Source: an optimization exercise on an open RTL-to-GDS flow (aim: small area). Production flows keep margins and buffers that such runs may drop.
The RTL was checked by simulation tests, not by an equivalence proof against the original design.
Some runs may be left out. An edit can pass the tests and still lose a function that they never use.

File: design.v
`default_nettype none
module toHex(
    input wire clk,
    input wire rst,
    input wire [3:0] value,
    output reg [7:0] hexChar
);
    always @(posedge clk) begin
        if (rst)
            hexChar <= "0";
        else
            hexChar <= (value <= 4'd9) ? 8'd48 + value : 8'd55 + value;
    end
endmodule
module flashNavigator
#(
  parameter STARTUP_WAIT = 32'd1000
)
(
    input wire clk,
    input wire rst,
    output reg flashClk,
    input wire flashMiso,
    output reg flashMosi,
    output reg flashCs,
    input wire [5:0] charAddress,
    output reg [7:0] charOutput,
    input wire btn1,
    input wire btn2
);
reg [23:0] readAddress;
localparam [7:0] command = 8'h03;
reg [7:0] currentByteOut;
reg [7:0] currentByteNum;
reg [255:0] dataIn;
reg [255:0] dataInBuffer;
localparam STATE_INIT_POWER = 8'd0;
localparam STATE_LOAD_CMD_TO_SEND = 8'd1;
localparam STATE_SEND = 8'd2;
localparam STATE_LOAD_ADDRESS_TO_SEND = 8'd3;
localparam STATE_READ_DATA = 8'd4;
localparam STATE_DONE = 8'd5;
reg [23:0] dataToSend;
reg [8:0] bitsToSend;
reg [32:0] counter;
reg [2:0] state;
reg [2:0] returnState;
reg dataReady;
always @(posedge clk) begin
if (rst) begin
  flashClk <= 0;
  flashMosi <= 0;
  flashCs <= 1;
  readAddress <= 0;
  currentByteOut <= 0;
  currentByteNum <= 0;
  dataIn <= 0;
  dataInBuffer <= 0;
  dataToSend <= 0;
  bitsToSend <= 0;
  counter <= 0;
  state <= 0;
  returnState <= 0;
  dataReady <= 0;
end
else
case (state)
  STATE_INIT_POWER: begin
    if (counter > STARTUP_WAIT && btn1 == 1 && btn2 == 1) begin
      state <= STATE_LOAD_CMD_TO_SEND;
      counter <= 32'b0;
      dataReady <= 0;
      currentByteNum <= 0;
      currentByteOut <= 0;
    end
    else
      counter <= counter + 1;
  end
  STATE_LOAD_CMD_TO_SEND: begin
      flashCs <= 0;
      dataToSend[23-:8] <= command;
      bitsToSend <= 8;
      state <= STATE_SEND;
      returnState <= STATE_LOAD_ADDRESS_TO_SEND;
  end
  STATE_SEND: begin
    if (counter == 32'd0) begin
      flashClk <= 0;
      flashMosi <= dataToSend[23];
      dataToSend <= {dataToSend[22:0],1'b0};
      bitsToSend <= bitsToSend - 1;
      counter <= 1;
    end
    else begin
      counter <= 32'd0;
      flashClk <= 1;
      if (bitsToSend == 0)
        state <= returnState;
    end
  end
  STATE_LOAD_ADDRESS_TO_SEND: begin
    dataToSend <= readAddress;
    bitsToSend <= 24;
    state <= STATE_SEND;
    returnState <= STATE_READ_DATA;
    currentByteNum <= 0;
  end
  STATE_READ_DATA: begin
    if (counter[0] == 1'd0) begin
      flashClk <= 0;
      counter <= counter + 1;
      if (counter[3:0] == 0 && counter > 0) begin
        dataIn[(currentByteNum << 3)+:8] <= currentByteOut;
        currentByteNum <= currentByteNum + 1;
        if (currentByteNum == 31)
          state <= STATE_DONE;
      end
    end
    else begin
      flashClk <= 1;
      currentByteOut <= {currentByteOut[6:0], flashMiso};
      counter <= counter + 1;
    end
  end
  STATE_DONE: begin
    dataReady <= 1;
    flashCs <= 1;
    dataInBuffer <= dataIn;
    counter <= STARTUP_WAIT;
    if (btn1 == 0) begin 
      readAddress <= readAddress + 24;
      state <= STATE_INIT_POWER;
    end
    else if (btn2 == 0) begin 
      readAddress <= readAddress - 24;
      state <= STATE_INIT_POWER;
    end
  end
  default: ;
endcase
end
wire [7:0] byteDisplayNumber;
wire lowerBit;
wire [7:0] hexCharOutput;
wire [3:0] currentHexVal;
reg [7:0] chosenByte;
wire [7:0] hexChar;
reg [3:0] addrNibble;
always @(*) begin
  case (4'd13 - charAddress[3:0])
    4'd0: addrNibble = readAddress[3:0];
    4'd1: addrNibble = readAddress[7:4];
    4'd2: addrNibble = readAddress[11:8];
    4'd3: addrNibble = readAddress[15:12];
    4'd4: addrNibble = readAddress[19:16];
    4'd5: addrNibble = readAddress[23:20];
    default: addrNibble = 4'd0;
  endcase
end
toHex hexConv(
clk,
rst,
addrNibble,
hexChar
);
always @(posedge clk) begin
if (rst) begin
  chosenByte <= 0;
  charOutput <= 0;
end
else begin
chosenByte <= dataInBuffer[(byteDisplayNumber << 3)+:8];
if (charAddress[5:4] == 2'b11) begin
  case (charAddress[3:0])
    0: charOutput <= "A";
    1: charOutput <= "d";
    2: charOutput <= "d";
    3: charOutput <= "r";
    4: charOutput <= ":";
    6: charOutput <= "0";
    7: charOutput <= "x";
    8,9,10,11,12,13: charOutput <= hexChar;
    15: charOutput <= dataReady ? " " : "L";
    default: charOutput <= " ";
  endcase
end
else
  charOutput <= hexCharOutput;
end
end
assign byteDisplayNumber = {3'b000, charAddress[5:1]};
assign lowerBit = charAddress[0];
assign currentHexVal = lowerBit ? chosenByte[3:0] : chosenByte[7:4];
toHex hexConvert(
clk,
rst,
currentHexVal,
hexCharOutput
);
endmodule
File: run.sh
#!/bin/bash
# synth_recipe.tcl (not shown) runs the flow's synth.tcl, then flattens the netlist and writes it again
# the make line also repeats each setting of config.mk as NAME=value (left out here)
make -C /OpenROAD-flow-scripts/flow DESIGN_CONFIG=/design/flow/config.mk WORK_HOME=/design/flow/orfs CLKGATE_MAP_FILE= SYNTH_SCRIPT=/design/flow/synth_recipe.tcl finish
File: config.mk
export PLATFORM = sky130hd
export DESIGN_NAME = flashNavigator
export DESIGN_NICKNAME = flashNavigator
export VERILOG_FILES = /design/flow/design.v
export SDC_FILE = /design/flow/constraint.sdc
export NUM_CORES = 4
export LEC_CHECK = 0
export CAP_MARGIN = 20
export CORE_MARGIN = 2
export CORE_UTILIZATION = 40
export PLACE_DENSITY = 0.6
export SLEW_MARGIN = 20
File: constraint.sdc
create_clock -name core_clock -period 10.0 [get_ports {clk}]
set_input_delay 2.0000 -clock core_clock [delete_from_list [all_inputs] [get_ports {clk}]]
set_output_delay 2.0000 -clock core_clock [all_outputs]
set_load 0.01 [all_outputs]
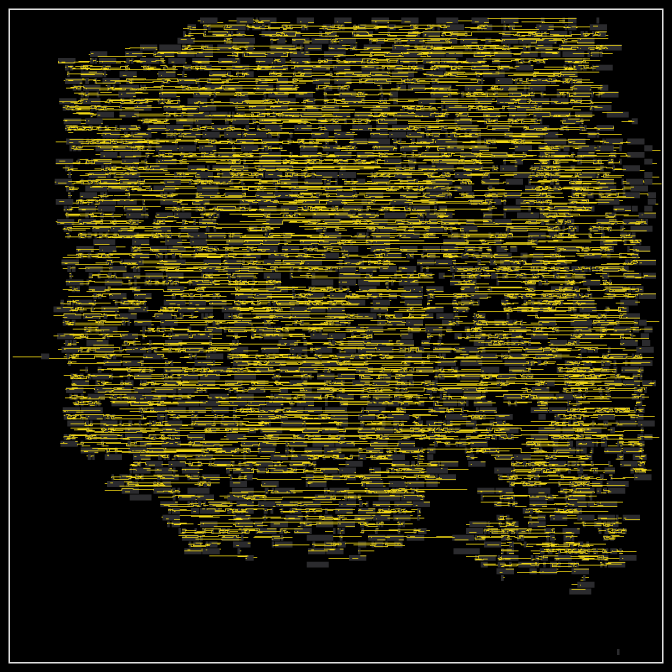
Figure 1: run 1, met1 routing.
Cells faint in the background.
main direction: horizontal
nets with wire on the layer: 2990
longest straight run: 86.9 um
Routed WL: 70600 um
via count: 21400
M1 GR Usage: 0.287

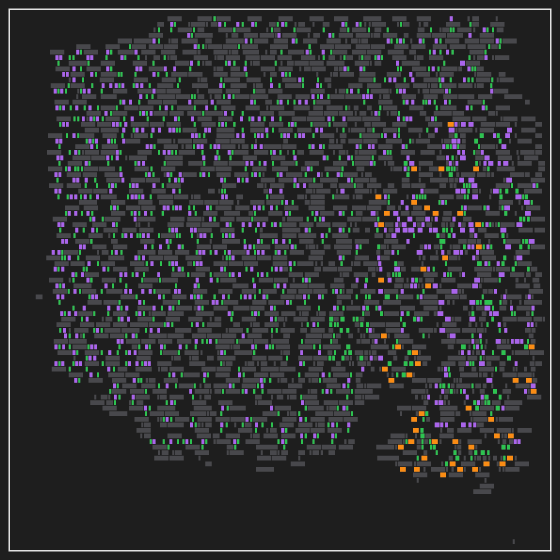
Figure 2: run 1, logic cells by family.
| color | family | cells |
|---|---|---|
| orange | XOR/XNOR gates | 50 |
| green | NAND gates | 841 |
| purple | inverting AOI/OAI gates | 680 |
fraction of area in multi-input gates: 0.437
Non-Filler Instances: 3976
commonest non-fill, non-tap cell in the layout: nand2_1

==> impl_metrics.json, run 1 <==
{
  "num-multi-input-gates": 2253,
  "design.seq.count": 650,
  "synth.area.mux_share": 0.124,
  "cts_tree": "done",
  "critPathLaunchType": "primary input",
  "worst_slack_ps": 5220,
  "hpwlAfterDp_um": 40700,
  "ys_types": 64,
  "synth_top_family_by_area": "simple AND/OR/NAND/NOR gates",
  "end_kind": "flip-flop",
  "dominant_cells": "multi-input combinational cells",
  "yosysSeqAreaShare": 0.481,
  "hp-class": "reg2reg",
  "clk_latency_ps": 610,
  "drive_gt1_frac": 0.0809,
  "dr.max_layer_used": "met4",
  "worst_slew_pin_slew_ps": 1130,
  "status": "no timing/DRC/antenna violations",
  "crit_family": "compound AO/OA/AOI/OAI gates",
  "fmax_ghz": 0.209,
  "io_buffers": 20,
  "buf_share": 0.0168,
  "detail-route-antenna-nets": 0,
  "nClkBuffers": 102,
  "synth_top_cells_by_count": "nand2_1 (754), dfxtp_1 (650), a21oi_1 (453)",
  "maxSlewHeadroom": 0.246,
  "dp_cells": 3862,
  "met3_length_um": 3110,
  "crit_fanout": 24,
  "hold_buffers": 0,
  "tns_ps": 0,
  "multi_input_area_um2": 13100,
  "grt_max_degree": 212,
  "synth-simple-area-share": 0.186,
  "fillers": 6631,
  "path_clk_slew_ps": 60,
  "gp_congestion": 0.859,
  "routed-wl-met2_um": 31700,
  "htreeDepth": 3,
  "path_buf_inv": 3,
  "holdWs_ps": 441,
  "fin_area_um2": 29900,
  "yosysMostFrequentCell": "nand2_1",
  "globalRouteMet3Util": 0.0280,
  "syn_nets": 3211,
  "fp-row-count": 95,
  "initial_core_util": 0.403,
  "postCtsResizedCells": 0
}
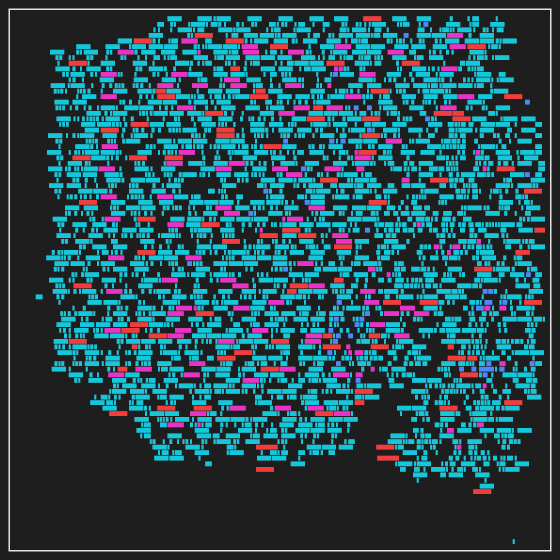
Figure 3: run 1, sizing map.
| color | size | cells |
|---|---|---|
| cyan | _0 and _1 cells | 2852 |
| red | _6 and larger | 89 |
| magenta | _2 cells | 118 |
| blue | _3 and _4 cells | 44 |
nonclk buf count: 59
layout overhead on the synthesized area: 10.6%

==> run 1: final timing paths <==
path / startpoint / to / slack [ps] / depth (start not counted)
worst min-delay path: dataIn[20] / dataInBuffer[20] / 440 / 2
worst max-delay path: btn1 / readAddress[23] / 5220 / 12
worst max register to register: currentByteNum[0] / dataIn[196] / 6380 / 10
worst min register to register: dataIn[20] / dataInBuffer[20] / 440 / 2
==> run 1: placed cells by master (no fill, tap or decap), types with 9 or more instances in the layout <==
cell type / instances
o21ai_0: 152
a221oi_1: 10
mux2i_1: 154
nand2_1: 751
clkbuf_16: 71
xnor2_1: 30
nand2b_1: 12
a22oi_1: 10
clkdlybuf4s50_1: 16
mux4_2: 79
inv_1: 26
a21o_1: 9
and3_1: 9
buf_4: 41
or2_2: 9
nor3_1: 25
a211oi_1: 16
clkbuf_1: 21
nor4_1: 9
nand3_1: 59
xor2_1: 20
a311oi_1: 16
ha_1: 31
clkbuf_8: 10
nand4_1: 12
dfxtp_1: 643
a21oi_1: 452
nor2_1: 297
Figure 4. Metal 3 (run 1).
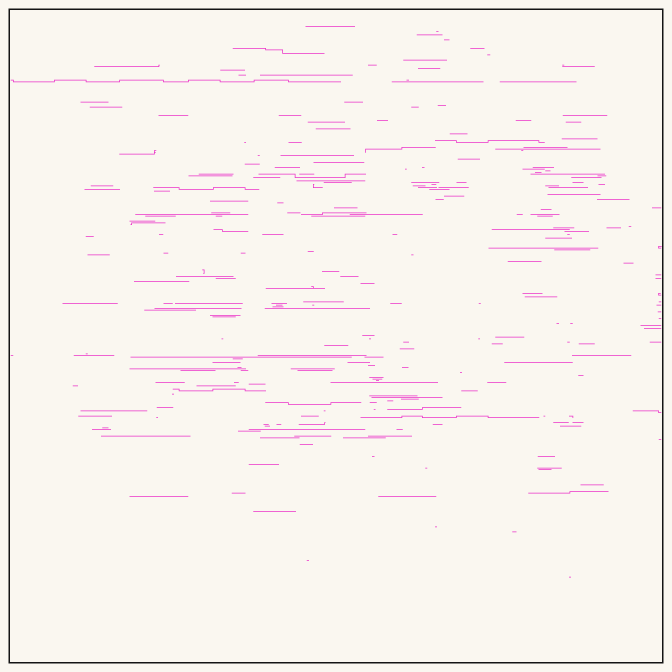

==> run 1 -> run 2 <==
==> design.v (replaced) <==
`default_nettype none
module flashNavigator
#(
  parameter STARTUP_WAIT = 32'd1000
)
(
    input wire clk,
    input wire rst,
    output reg flashClk,
    input wire flashMiso,
    output reg flashMosi,
    output reg flashCs,
    input wire [5:0] charAddress,
    output wire [7:0] charOutput,
    input wire btn1,
    input wire btn2
);
localparam [32:0] SEQ_START = 33'd446;
reg [23:3] readAddress;
reg [32:0] counter;
reg busy;
reg done;
reg dataReady;
reg bufValid;
reg [7:0] byteIn;
reg [263:0] ring0;
reg [263:0] ring1;
reg dispSel;           
reg [5:0] psi;         
wire [10:0] c = counter[10:0];
wire waitOver = (counter > STARTUP_WAIT);
wire start = !busy && !done && waitOver && btn1 && btn2;
wire [4:0] addrIdx = ~c[5:1];
wire [23:0] fullAddr = {readAddress, 3'b000};
wire addrBit = fullAddr[addrIdx];
wire inCmd = (c[9:0] == 10'd447) || (c[9:4] == 6'b011100 && c[3:0] != 4'hf);
wire mosiOne = (c[9:4] == 6'b011100 && c[3:0] >= 4'd11);
wire inAddr = (c[9:6] == 4'b0111 && c[5:4] != 2'b00);
wire sample = busy && c[9] && c[0];
wire inject = busy && c[3:0] == 4'd0 && (c[10] || (c[9] && c[8:4] != 5'd0));
wire swap = done && !dataReady;
always @(posedge clk) begin
  if (rst) begin
    flashClk <= 1'b0;
    flashMosi <= 1'b0;
    flashCs <= 1'b1;
    readAddress <= 21'd0;
    counter <= 33'd0;
    busy <= 1'b0;
    done <= 1'b0;
    dataReady <= 1'b0;
    bufValid <= 1'b0;
  end else begin
    flashCs <= !busy;
    flashClk <= busy && (c[0] ^ inCmd);
    flashMosi <= busy && (mosiOne || (inAddr && addrBit));
    if (start) begin
      busy <= 1'b1;
      dataReady <= 1'b0;
      counter <= SEQ_START;
    end else if (done) begin
      counter <= STARTUP_WAIT;
      dataReady <= 1'b1;
      bufValid <= 1'b1;
      if (!btn1) begin
        readAddress <= readAddress + 21'd3;
        done <= 1'b0;
      end else if (!btn2) begin
        readAddress <= readAddress - 21'd3;
        done <= 1'b0;
      end
    end else begin
      counter <= counter + 33'd1;
      if (busy && c[10]) begin
        busy <= 1'b0;
        done <= 1'b1;
      end
    end
  end
end
always @(posedge clk) begin
  if (sample)
    byteIn <= {byteIn[6:0], flashMiso};
  ring0 <= {ring0[255:0], (inject && dispSel) ? byteIn : ring0[263:256]};
  ring1 <= {ring1[255:0], (inject && !dispSel) ? byteIn : ring1[263:256]};
  if (swap) begin
    dispSel <= !dispSel;
    psi <= 6'd4;
  end else
    psi <= (psi >= 6'd31) ? psi - 6'd31 : psi + 6'd2;
end
reg [7:0] chosenByte;
reg [3:0] dataNib;
reg [3:0] addrNib;
reg [6:0] charOut;
function [6:0] hex;
  input [3:0] v;
  hex = (v <= 4'd9) ? 7'd48 + v : 7'd55 + v;
endfunction
wire [4:0] b = charAddress[5:1];
wire [6:0] qsum = psi + b;
wire [5:0] q = (qsum >= 7'd33) ? qsum - 7'd33 : qsum[5:0];
reg [32:0] hot;
reg [7:0] pick;
integer s;
always @(*) begin
  for (s = 0; s < 33; s = s + 1)
    hot[s] = (q == ((2*s) % 33));
  pick = 8'd0;
  for (s = 0; s < 33; s = s + 1)
    pick = pick | ({8{bufValid && !dispSel && hot[s]}} & ring0[s*8 +: 8])
                | ({8{bufValid && dispSel && hot[s]}} & ring1[s*8 +: 8]);
end
reg [3:0] addrNibNext;
always @(*) begin
  case (charAddress[3:0])
    4'd8:  addrNibNext = readAddress[23:20];
    4'd9:  addrNibNext = readAddress[19:16];
    4'd10: addrNibNext = readAddress[15:12];
    4'd11: addrNibNext = readAddress[11:8];
    4'd12: addrNibNext = readAddress[7:4];
    4'd13: addrNibNext = {readAddress[3], 3'b000};
    default: addrNibNext = 4'd0;
  endcase
end
always @(posedge clk) begin
  if (rst) begin
    chosenByte <= 8'd0;
    dataNib <= 4'd0;
    addrNib <= 4'd0;
    charOut <= 7'd0;
  end else begin
    chosenByte <= pick;
    dataNib <= charAddress[0] ? chosenByte[3:0] : chosenByte[7:4];
    addrNib <= addrNibNext;
    if (charAddress[5:4] == 2'b11) begin
      case (charAddress[3:0])
        4'd0: charOut <= "A";
        4'd1: charOut <= "d";
        4'd2: charOut <= "d";
        4'd3: charOut <= "r";
        4'd4: charOut <= ":";
        4'd6: charOut <= "0";
        4'd7: charOut <= "x";
        4'd8, 4'd9, 4'd10, 4'd11, 4'd12, 4'd13: charOut <= hex(addrNib);
        4'd15: charOut <= dataReady ? " " : "L";
        default: charOut <= " ";
      endcase
    end else
      charOut <= hex(dataNib);
  end
end
assign charOutput = {1'b0, charOut};
endmodule
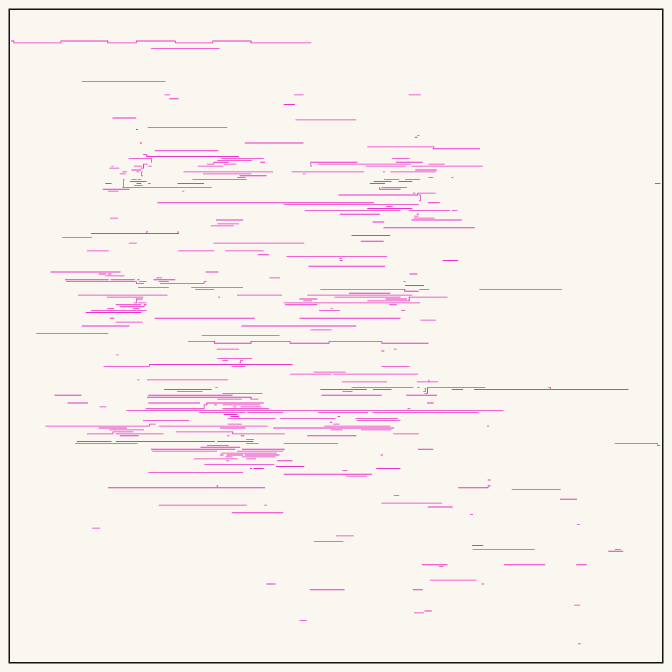
Figure 5: run 2, metal 3.
longest straight run: 133 um
share of all routed wire: 7.0%
nets with wire on the layer: 173
Routed WL: 58900 um
via count: 14800
met3 Use GR: 0.0358

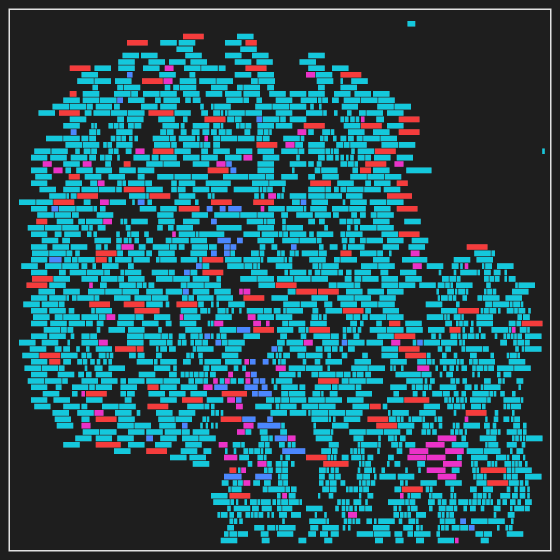
Figure 6: run 2, sizing map.
| color | size | cells |
|---|---|---|
| blue | _3 and _4 cells | 52 |
| cyan | _0 and _1 cells | 1666 |
| magenta | _2 cells | 73 |
| red | _6 and larger | 88 |
layout overhead on the synthesized area: 15.4%
final setup margin: 2620 ps
final instance area: 23600 um2
nonclk buf count: 51

==> impl_metrics.json, run 2 <==
{
  "critPathLaunchType": "primary input",
  "final_common_cell": "dfxtp_1",
  "ys_types": 81,
  "cts_tree": "done",
  "dp_cells": 2439,
  "fmax_ghz": 0.136,
  "end_kind": "flip-flop",
  "final_cell_mix": "dfxtp_1 (618), a22oi_1 (123), nand2_1 (109)",
  "path_buf_inv": 3,
  "wl_per_cell_um": 23.1,
  "crit_family": "simple AND/OR/NAND/NOR gates",
  "met3_length_um": 4110,
  "routed-wl-met2_um": 26900,
  "maxSlewHeadroom": 0.233,
  "fin_cells": 2551,
  "yosysMostFrequentCell": "dfxtp_1",
  "gp_congestion": 0.889,
  "htreeDepth": 2,
  "syn_nets": 1857,
  "hold_buffers": 0,
  "critPathLaunch": "charAddress[1]",
  "timing.reg2reg.setup_slack_ps": 4480,
  "maxCapViolations": 0,
  "synth_top_family_by_area": "compound AO/OA/AOI/OAI gates",
  "synthTopCellsByArea": "dfxtp_1 (60%), a22oi_1 (4.5%), ha_1 (2.1%)",
  "io_buffers": 20,
  "fp-row-count": 82,
  "r2r-start": "psi[0]",
  "drive_gt1_frac": 0.113,
  "crit_fanout": 17,
  "critPathMostFrequentCell": "and2_1",
  "hp-class": "reg2reg",
  "clk_latency_ps": 650,
  "synth.area.mux_share": 0.0364,
  "worst_slew_pin_slew_ps": 1140,
  "synth-simple-area-share": 0.102,
  "holdWs_ps": 306,
  "initial_core_util": 0.406,
  "postCtsResizedCells": 0,
  "tns_ps": 0,
  "path_clk_slew_ps": 70,
  "status": "no timing/DRC/antenna violations",
  "dieWidth_um": 230
}
[run 2: cell types whose count changed in the layout (fill, tap and decap cells not counted), sizes merged, moves of 34 or more]
| cell | delta |
|---|---|
| a21oi | -373 |
| mux4 | -70 |
| mux2i | -131 |
| a22oi | +113 |
| nor2 | -196 |
| o21ai | -99 |
| nand2 | -645 |
| a22o | +34 |
[run 2: worst paths after layout]
check / endpoint / cells after the start
worst max register to register: chosenByte[3] / 15
worst min register to register: ring1[103] / 0
worst max-delay path: chosenByte[3] / 16
worst min-delay path: ring1[103] / 0
[run 2: area by class of cell]
class,count,area (um2),share of cell area
Multi-Input combinational cell,1064,7450,0.315
Timing Repair Buffer,51,428,0.0181
Clock buffer,79,1780,0.0752
Clock inverter,33,404,0.0171
Tap cell,672,841,0.0356
Sequential cell,627,12600,0.535
Inverter,25,93.8,0.00397
[run 2: routing by layer]
| layer | vias to the layer above | GRT usage |
|---|---|---|
| met5 | - | 0 |
| met4 | 0 | 0.0800 |
| met3 | 117 | 0.0358 |
| met2 | 595 | 0.353 |
| met1 | 7368 | 0.299 |
| li1 | 6765 | - |
Figure 7. Logic cells by family (run 2).
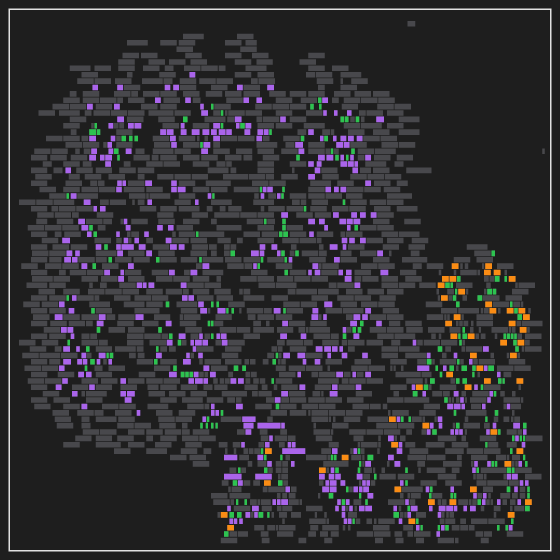

==> run 2 -> run 3 <==
--- a/design.v
+++ b/design.v
@@ -23,5 +23,4 @@
 reg dataReady;
 reg bufValid;
-reg [7:0] byteIn;
 reg [263:0] ring0;
 reg [263:0] ring1;
@@ -38,5 +37,4 @@
 wire inAddr = (c[9:6] == 4'b0111 && c[5:4] != 2'b00);
 wire sample = busy && c[9] && c[0];
-wire inject = busy && c[3:0] == 4'd0 && (c[10] || (c[9] && c[8:4] != 5'd0));
 wire swap = done && !dataReady;
 always @(posedge clk) begin
@@ -79,12 +77,29 @@
   end
 end
+wire [7:0] injBit;
+genvar gi;
+generate
+  for (gi = 0; gi < 8; gi = gi + 1) begin : inj
+    assign injBit[gi] = sample && c[3:1] == 7 - gi;
+  end
+endgenerate
+reg [263:0] next0, next1;
+integer k;
+always @(*) begin
+  next0 = {ring0[255:0], ring0[263:256]};
+  next1 = {ring1[255:0], ring1[263:256]};
+  for (k = 0; k < 8; k = k + 1) begin
+    if (injBit[7 - k] && dispSel)
+      next0[16*k + 7 - k] = flashMiso;
+    if (injBit[7 - k] && !dispSel)
+      next1[16*k + 7 - k] = flashMiso;
+  end
+end
 always @(posedge clk) begin
-  if (sample)
-    byteIn <= {byteIn[6:0], flashMiso};
-  ring0 <= {ring0[255:0], (inject && dispSel) ? byteIn : ring0[263:256]};
-  ring1 <= {ring1[255:0], (inject && !dispSel) ? byteIn : ring1[263:256]};
+  ring0 <= next0;
+  ring1 <= next1;
   if (swap) begin
     dispSel <= !dispSel;
-    psi <= 6'd4;
+    psi <= 6'd1;
   end else
     psi <= (psi >= 6'd31) ? psi - 6'd31 : psi + 6'd2;
--- a/config.mk
+++ b/config.mk
@@ -9,4 +9,5 @@
 export CORE_MARGIN = 2
 export CORE_UTILIZATION = 40
+export CTS_BUF_LIST = sky130_fd_sc_hd__clkbuf_4
 export PLACE_DENSITY = 0.6
 export SLEW_MARGIN = 20
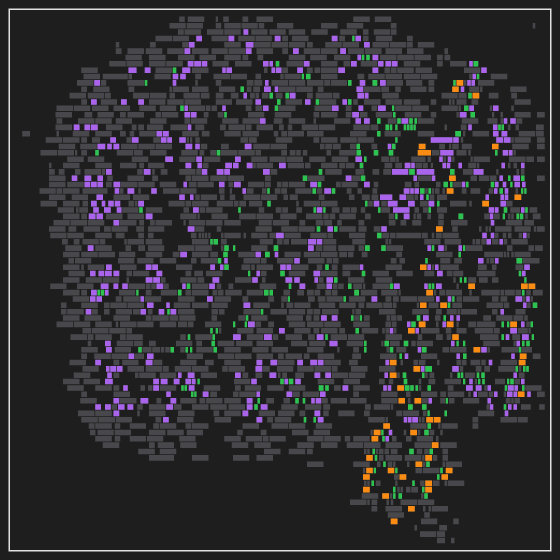
Figure 8: run 3, logic cells by family.
| color | family | cells |
|---|---|---|
| orange | XOR/XNOR gates | 55 |
| purple | inverting AOI/OAI gates | 401 |
| green | NAND gates | 242 |
commonest non-fill, non-tap cell in the layout: dfxtp_1
fraction of area in multi-input gates: 0.332

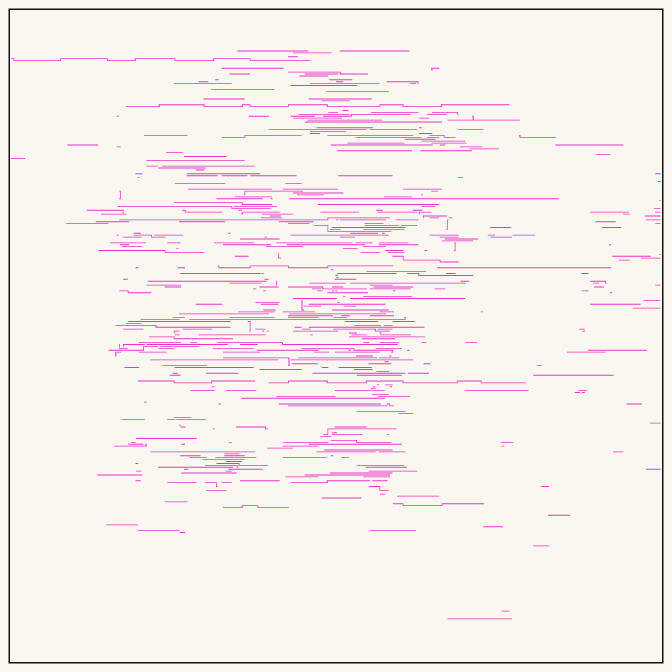
Figure 9: run 3, metal 3.
longest straight run: 95.2 um
share of all routed wire: 9.4%
nets with wire on the layer: 239
wire length on this layer: 6040 um
main direction: horizontal
via count: 16100
met3 Use GR: 0.0714

==> impl_metrics.json, run 3 <==
{
  "busiest_layer": "met2",
  "hold_buffers": 0,
  "wl_per_cell_um": 23.2,
  "crit_fanout": 17,
  "critPathLaunchType": "primary input",
  "drc_errors": 0,
  "gp_congestion": 0.899,
  "end_kind": "flip-flop",
  "met2_usage": 0.370,
  "crit_family": "compound AO/OA/AOI/OAI gates",
  "use_met1": 0.318,
  "path_clk_slew_ps": 70,
  "htreeDepth": 4,
  "dieWidth_um": 231,
  "area_growth_pct": 13.8,
  "drive_gt1_frac": 0.162,
  "worst_slew_pin_slew_ps": 1180,
  "ys.flop_type": "dfxtp_1",
  "syn_nets": 1913,
  "fmax_ghz": 0.144,
  "synthTopCellsByArea": "dfxtp_1 (60%), a22oi_1 (5.1%), nand2_1 (2.4%)",
  "clk_latency_ps": 990,
  "routed_wl_um": 64200,
  "holdWs_ps": 300,
  "maxCapViolations": 0,
  "worst_path_max_delay_cell": "clkdlybuf4s50_1",
  "fp-row-count": 83,
  "yosysMostFrequentCell": "dfxtp_1",
  "tns_ps": 0,
  "path_buf_inv": 3,
  "hp-class": "reg2reg",
  "routed-wl-met2_um": 28300,
  "io_buffers": 20,
  "worst_slack_ps": 3060,
  "met3_length_um": 6040,
  "cts_tree": "done",
  "ys_types": 94,
  "postCtsResizedCells": 0,
  "status": "no timing/DRC/antenna violations",
  "final_cell_mix": "dfxtp_1 (618), clkbuf_4 (207), a22oi_1 (141)",
  "maxSlewHeadroom": 0.213
}
==> run 3: logic make-up (layout without fill, tap and decap cells) <==
kind of cell	after synthesis	count (layout)	synth area share
flops	619	619	0.601
simple gates	497	497	0.121
compound gates	477	477	0.173
buf+inv	126	342	0.0253
xor+xnor	55	55	0.0237
mux	55	55	0.0329
fa+ha+maj	36	36	0.0226
other cells	1	3	0.000182
==> run 3: final timing paths <==
check	startpoint	end	slack, ps	cells after the start
worst max-delay path	charAddress[1]	chosenByte[3]	3060	15
worst min-delay path	ring0[118]	ring0[126]	300	0
worst max register to register	psi[0]	chosenByte[3]	4610	14
worst min register to register	ring0[118]	ring0[126]	300	0
==> run 3: through the flow <==
stage / cell area [um2] / cells
final: 23500 / 2764
after global routing: 23500 / 2763
after global placement: 21600 / 2502
after CTS: 23500 / 2762
after detailed placement: 21600 / 2502
after floorplan: 20600 / 1866
==> run 3: cell type report <==
type	instances	area (um2)
repair buffers	55	458
clock inverters	53	327
inverters	27	101
well taps	680	851
fillers	4747	27700
flip-flops and latches	619	12400
multi-input cells	1121	7790
diodes	2	5.00
clock buffers	207	1550
Figure 10. Met1 routing (run 3).
Cells faint in the background.
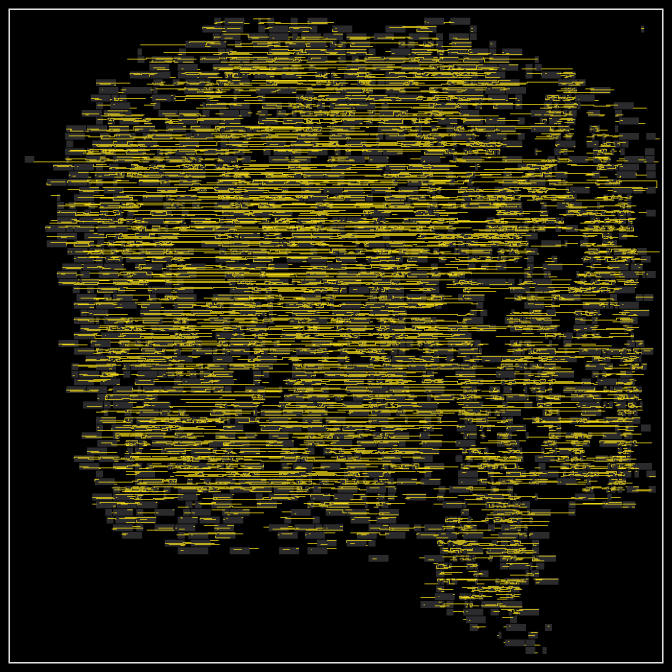

==> run 3 -> run 4 <==
--- a/config.mk
+++ b/config.mk
@@ -9,5 +9,5 @@
 export CORE_MARGIN = 2
 export CORE_UTILIZATION = 40
-export CTS_BUF_LIST = sky130_fd_sc_hd__clkbuf_4
+export CTS_BUF_LIST = sky130_fd_sc_hd__clkbuf_8
 export PLACE_DENSITY = 0.6
 export SLEW_MARGIN = 20
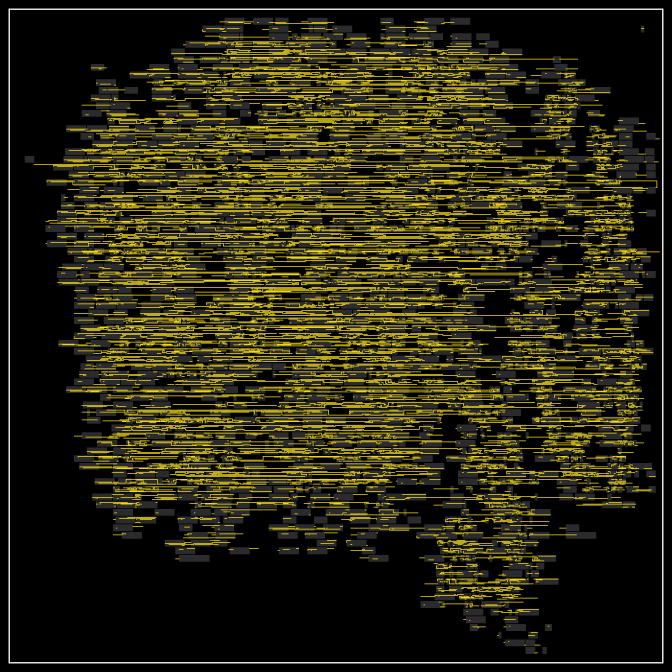
Figure 11: run 4, met1 routing.
Cells faint in the background.
wire length on this layer: 27.2 mm
longest straight run: 77.7 um
share of all routed wire: 43%
main direction: horizontal
Routed WL: 63700 um
M1 GR Usage: 0.316

==> impl_metrics.json, run 4 <==
{
  "path_clk_slew_ps": 70,
  "crit_family": "compound AO/OA/AOI/OAI gates",
  "syn_nets": 1913,
  "final_cell_mix": "dfxtp_1 (618), a22oi_1 (141), nand2_1 (130)",
  "fin_area_um2": 23800,
  "synth_adder_area_share": 0.0226,
  "fp-row-count": 83,
  "fin_cells": 2679,
  "holdWs_ps": 311,
  "tns_ps": 0,
  "ys.flop_type": "dfxtp_1",
  "maxCapViolations": 0,
  "ys_types": 94,
  "yosysMostFrequentCell": "dfxtp_1",
  "hold_buffers": 0,
  "holdCritStartpoint": "ring1[45]",
  "placed_area_um2": 21600,
  "clk_latency_ps": 730,
  "gp_congestion": 0.899,
  "drive_gt1_frac": 0.135,
  "htreeDepth": 3,
  "cts_tree": "done",
  "timing.reg2reg.setup_slack_ps": 4610,
  "critPathLaunchType": "primary input",
  "hp-class": "reg2reg",
  "final_common_cell": "dfxtp_1",
  "fillers": 4658,
  "maxSlewHeadroom": 0.187,
  "synth_top_family_by_area": "compound AO/OA/AOI/OAI gates",
  "status": "no timing/DRC/antenna violations",
  "synthTopCellsByArea": "dfxtp_1 (60%), a22oi_1 (5.1%), nand2_1 (2.4%)",
  "worst_path_max_delay_cell": "and2_1",
  "path_buf_inv": 3,
  "hold_depth": 0,
  "diodes": 0,
  "end_kind": "flip-flop"
}
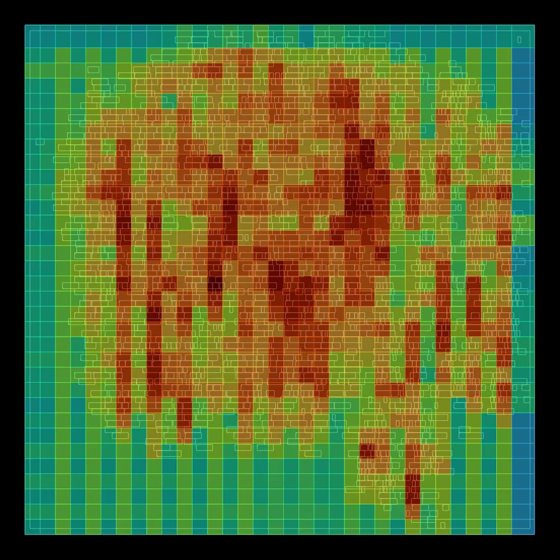
Figure 12: run 4, routing congestion map.
DR WL/cell: 23.8 um
final core occ: 0.465
met3 Use GR: 0.0518

==> run 4: worst max path at each step <==
stage,startpoint,to,slack [ps]
2_1_floorplan,charAddress[2],chosenByte[7],4500
3_3_place_gp,charAddress[1],chosenByte[3],2380
3_5_place_dp,charAddress[1],chosenByte[3],2270
4_1_cts,charAddress[1],chosenByte[6],2970
5_1_grt,charAddress[1],chosenByte[6],2470
6_report,charAddress[1],chosenByte[6],2830
==> run 4: layout make-up <==
class                      instances  area [um2]  share of cell area
timing repair buffer              55         458              0.0192
inverter                          27         101             0.00425
tap                              680         851              0.0357
clock inverter                    49         464              0.0195
sequential                       619       12400               0.520
clock buffer                     128        1760              0.0739
multi-input combinational       1121        7790               0.327
==> run 4: metal layers <==
layer / vias up / GRT usage
met1: 7743 / 0.316
met2: 861 / 0.368
met4: 0 / 0.111
met3: 163 / 0.0518
met5: - / 0
li1: 7049 / -

## Gallery

Routing congestion map.
Plate I
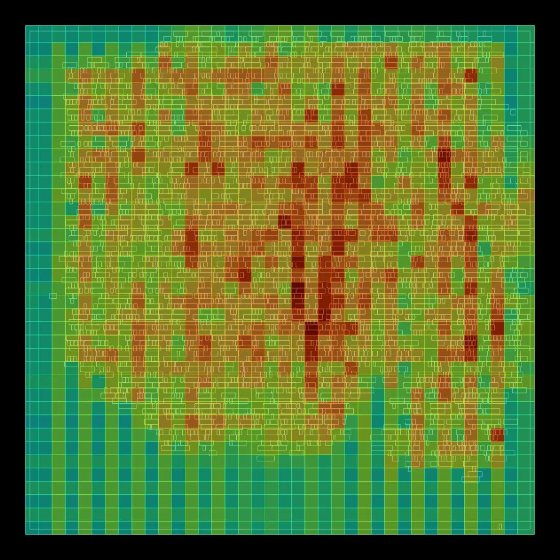
Plate II
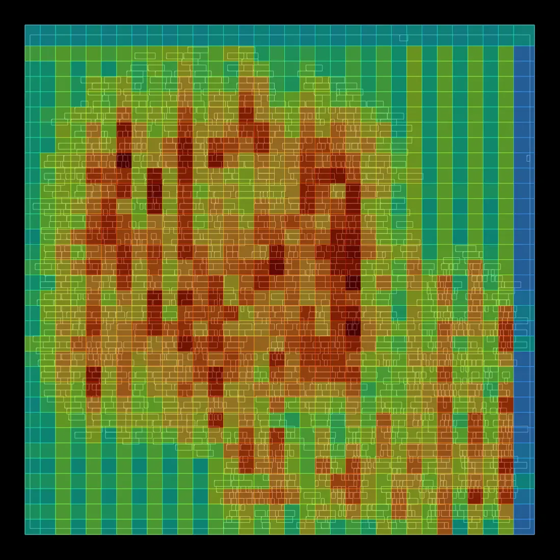
- Plate II = run 2
- Plate I = run 1
- most wire per cell: Plate II

[afterwards: timing with drivers on the ports]
The flow's constraints put no driver on any port. The routed layouts listed below were extracted and timed again, unchanged, in two steps.
Step 1, drivers: a clkbuf_16 drives clk and a buf_2 each remaining input, both assumed.
Step 2, shift: input delay + t, output delay - t, t = (earliest + latest rising clock arrival at the registers) / 2. This alone moves slack from input paths to output paths.
a / b / c = no drivers / after step 1 / after step 2; a / b = the first two.
| run | t (ns) | setup slack, ns | latest minus earliest clock arrival (ns) |
|---|---|---|---|
| run 1 | 0.664 | 5.218 / 5.254 / 4.590 | 0.022 / 0.022 |
| run 2 | 0.684 | 2.622 / 2.656 / 1.972 | 0.051 / 0.050 |
| run 3 | 1.008 | 3.057 / 3.087 / 2.079 | 0.075 / 0.075 |
| run 4 | 0.754 | 2.828 / 2.856 / 2.102 | 0.063 / 0.063 |
After both steps setup and hold are still met in every run listed. The setup slack of run 3, which loses most, moves by +0.030 ns with the drivers and by -0.978 ns with both steps.
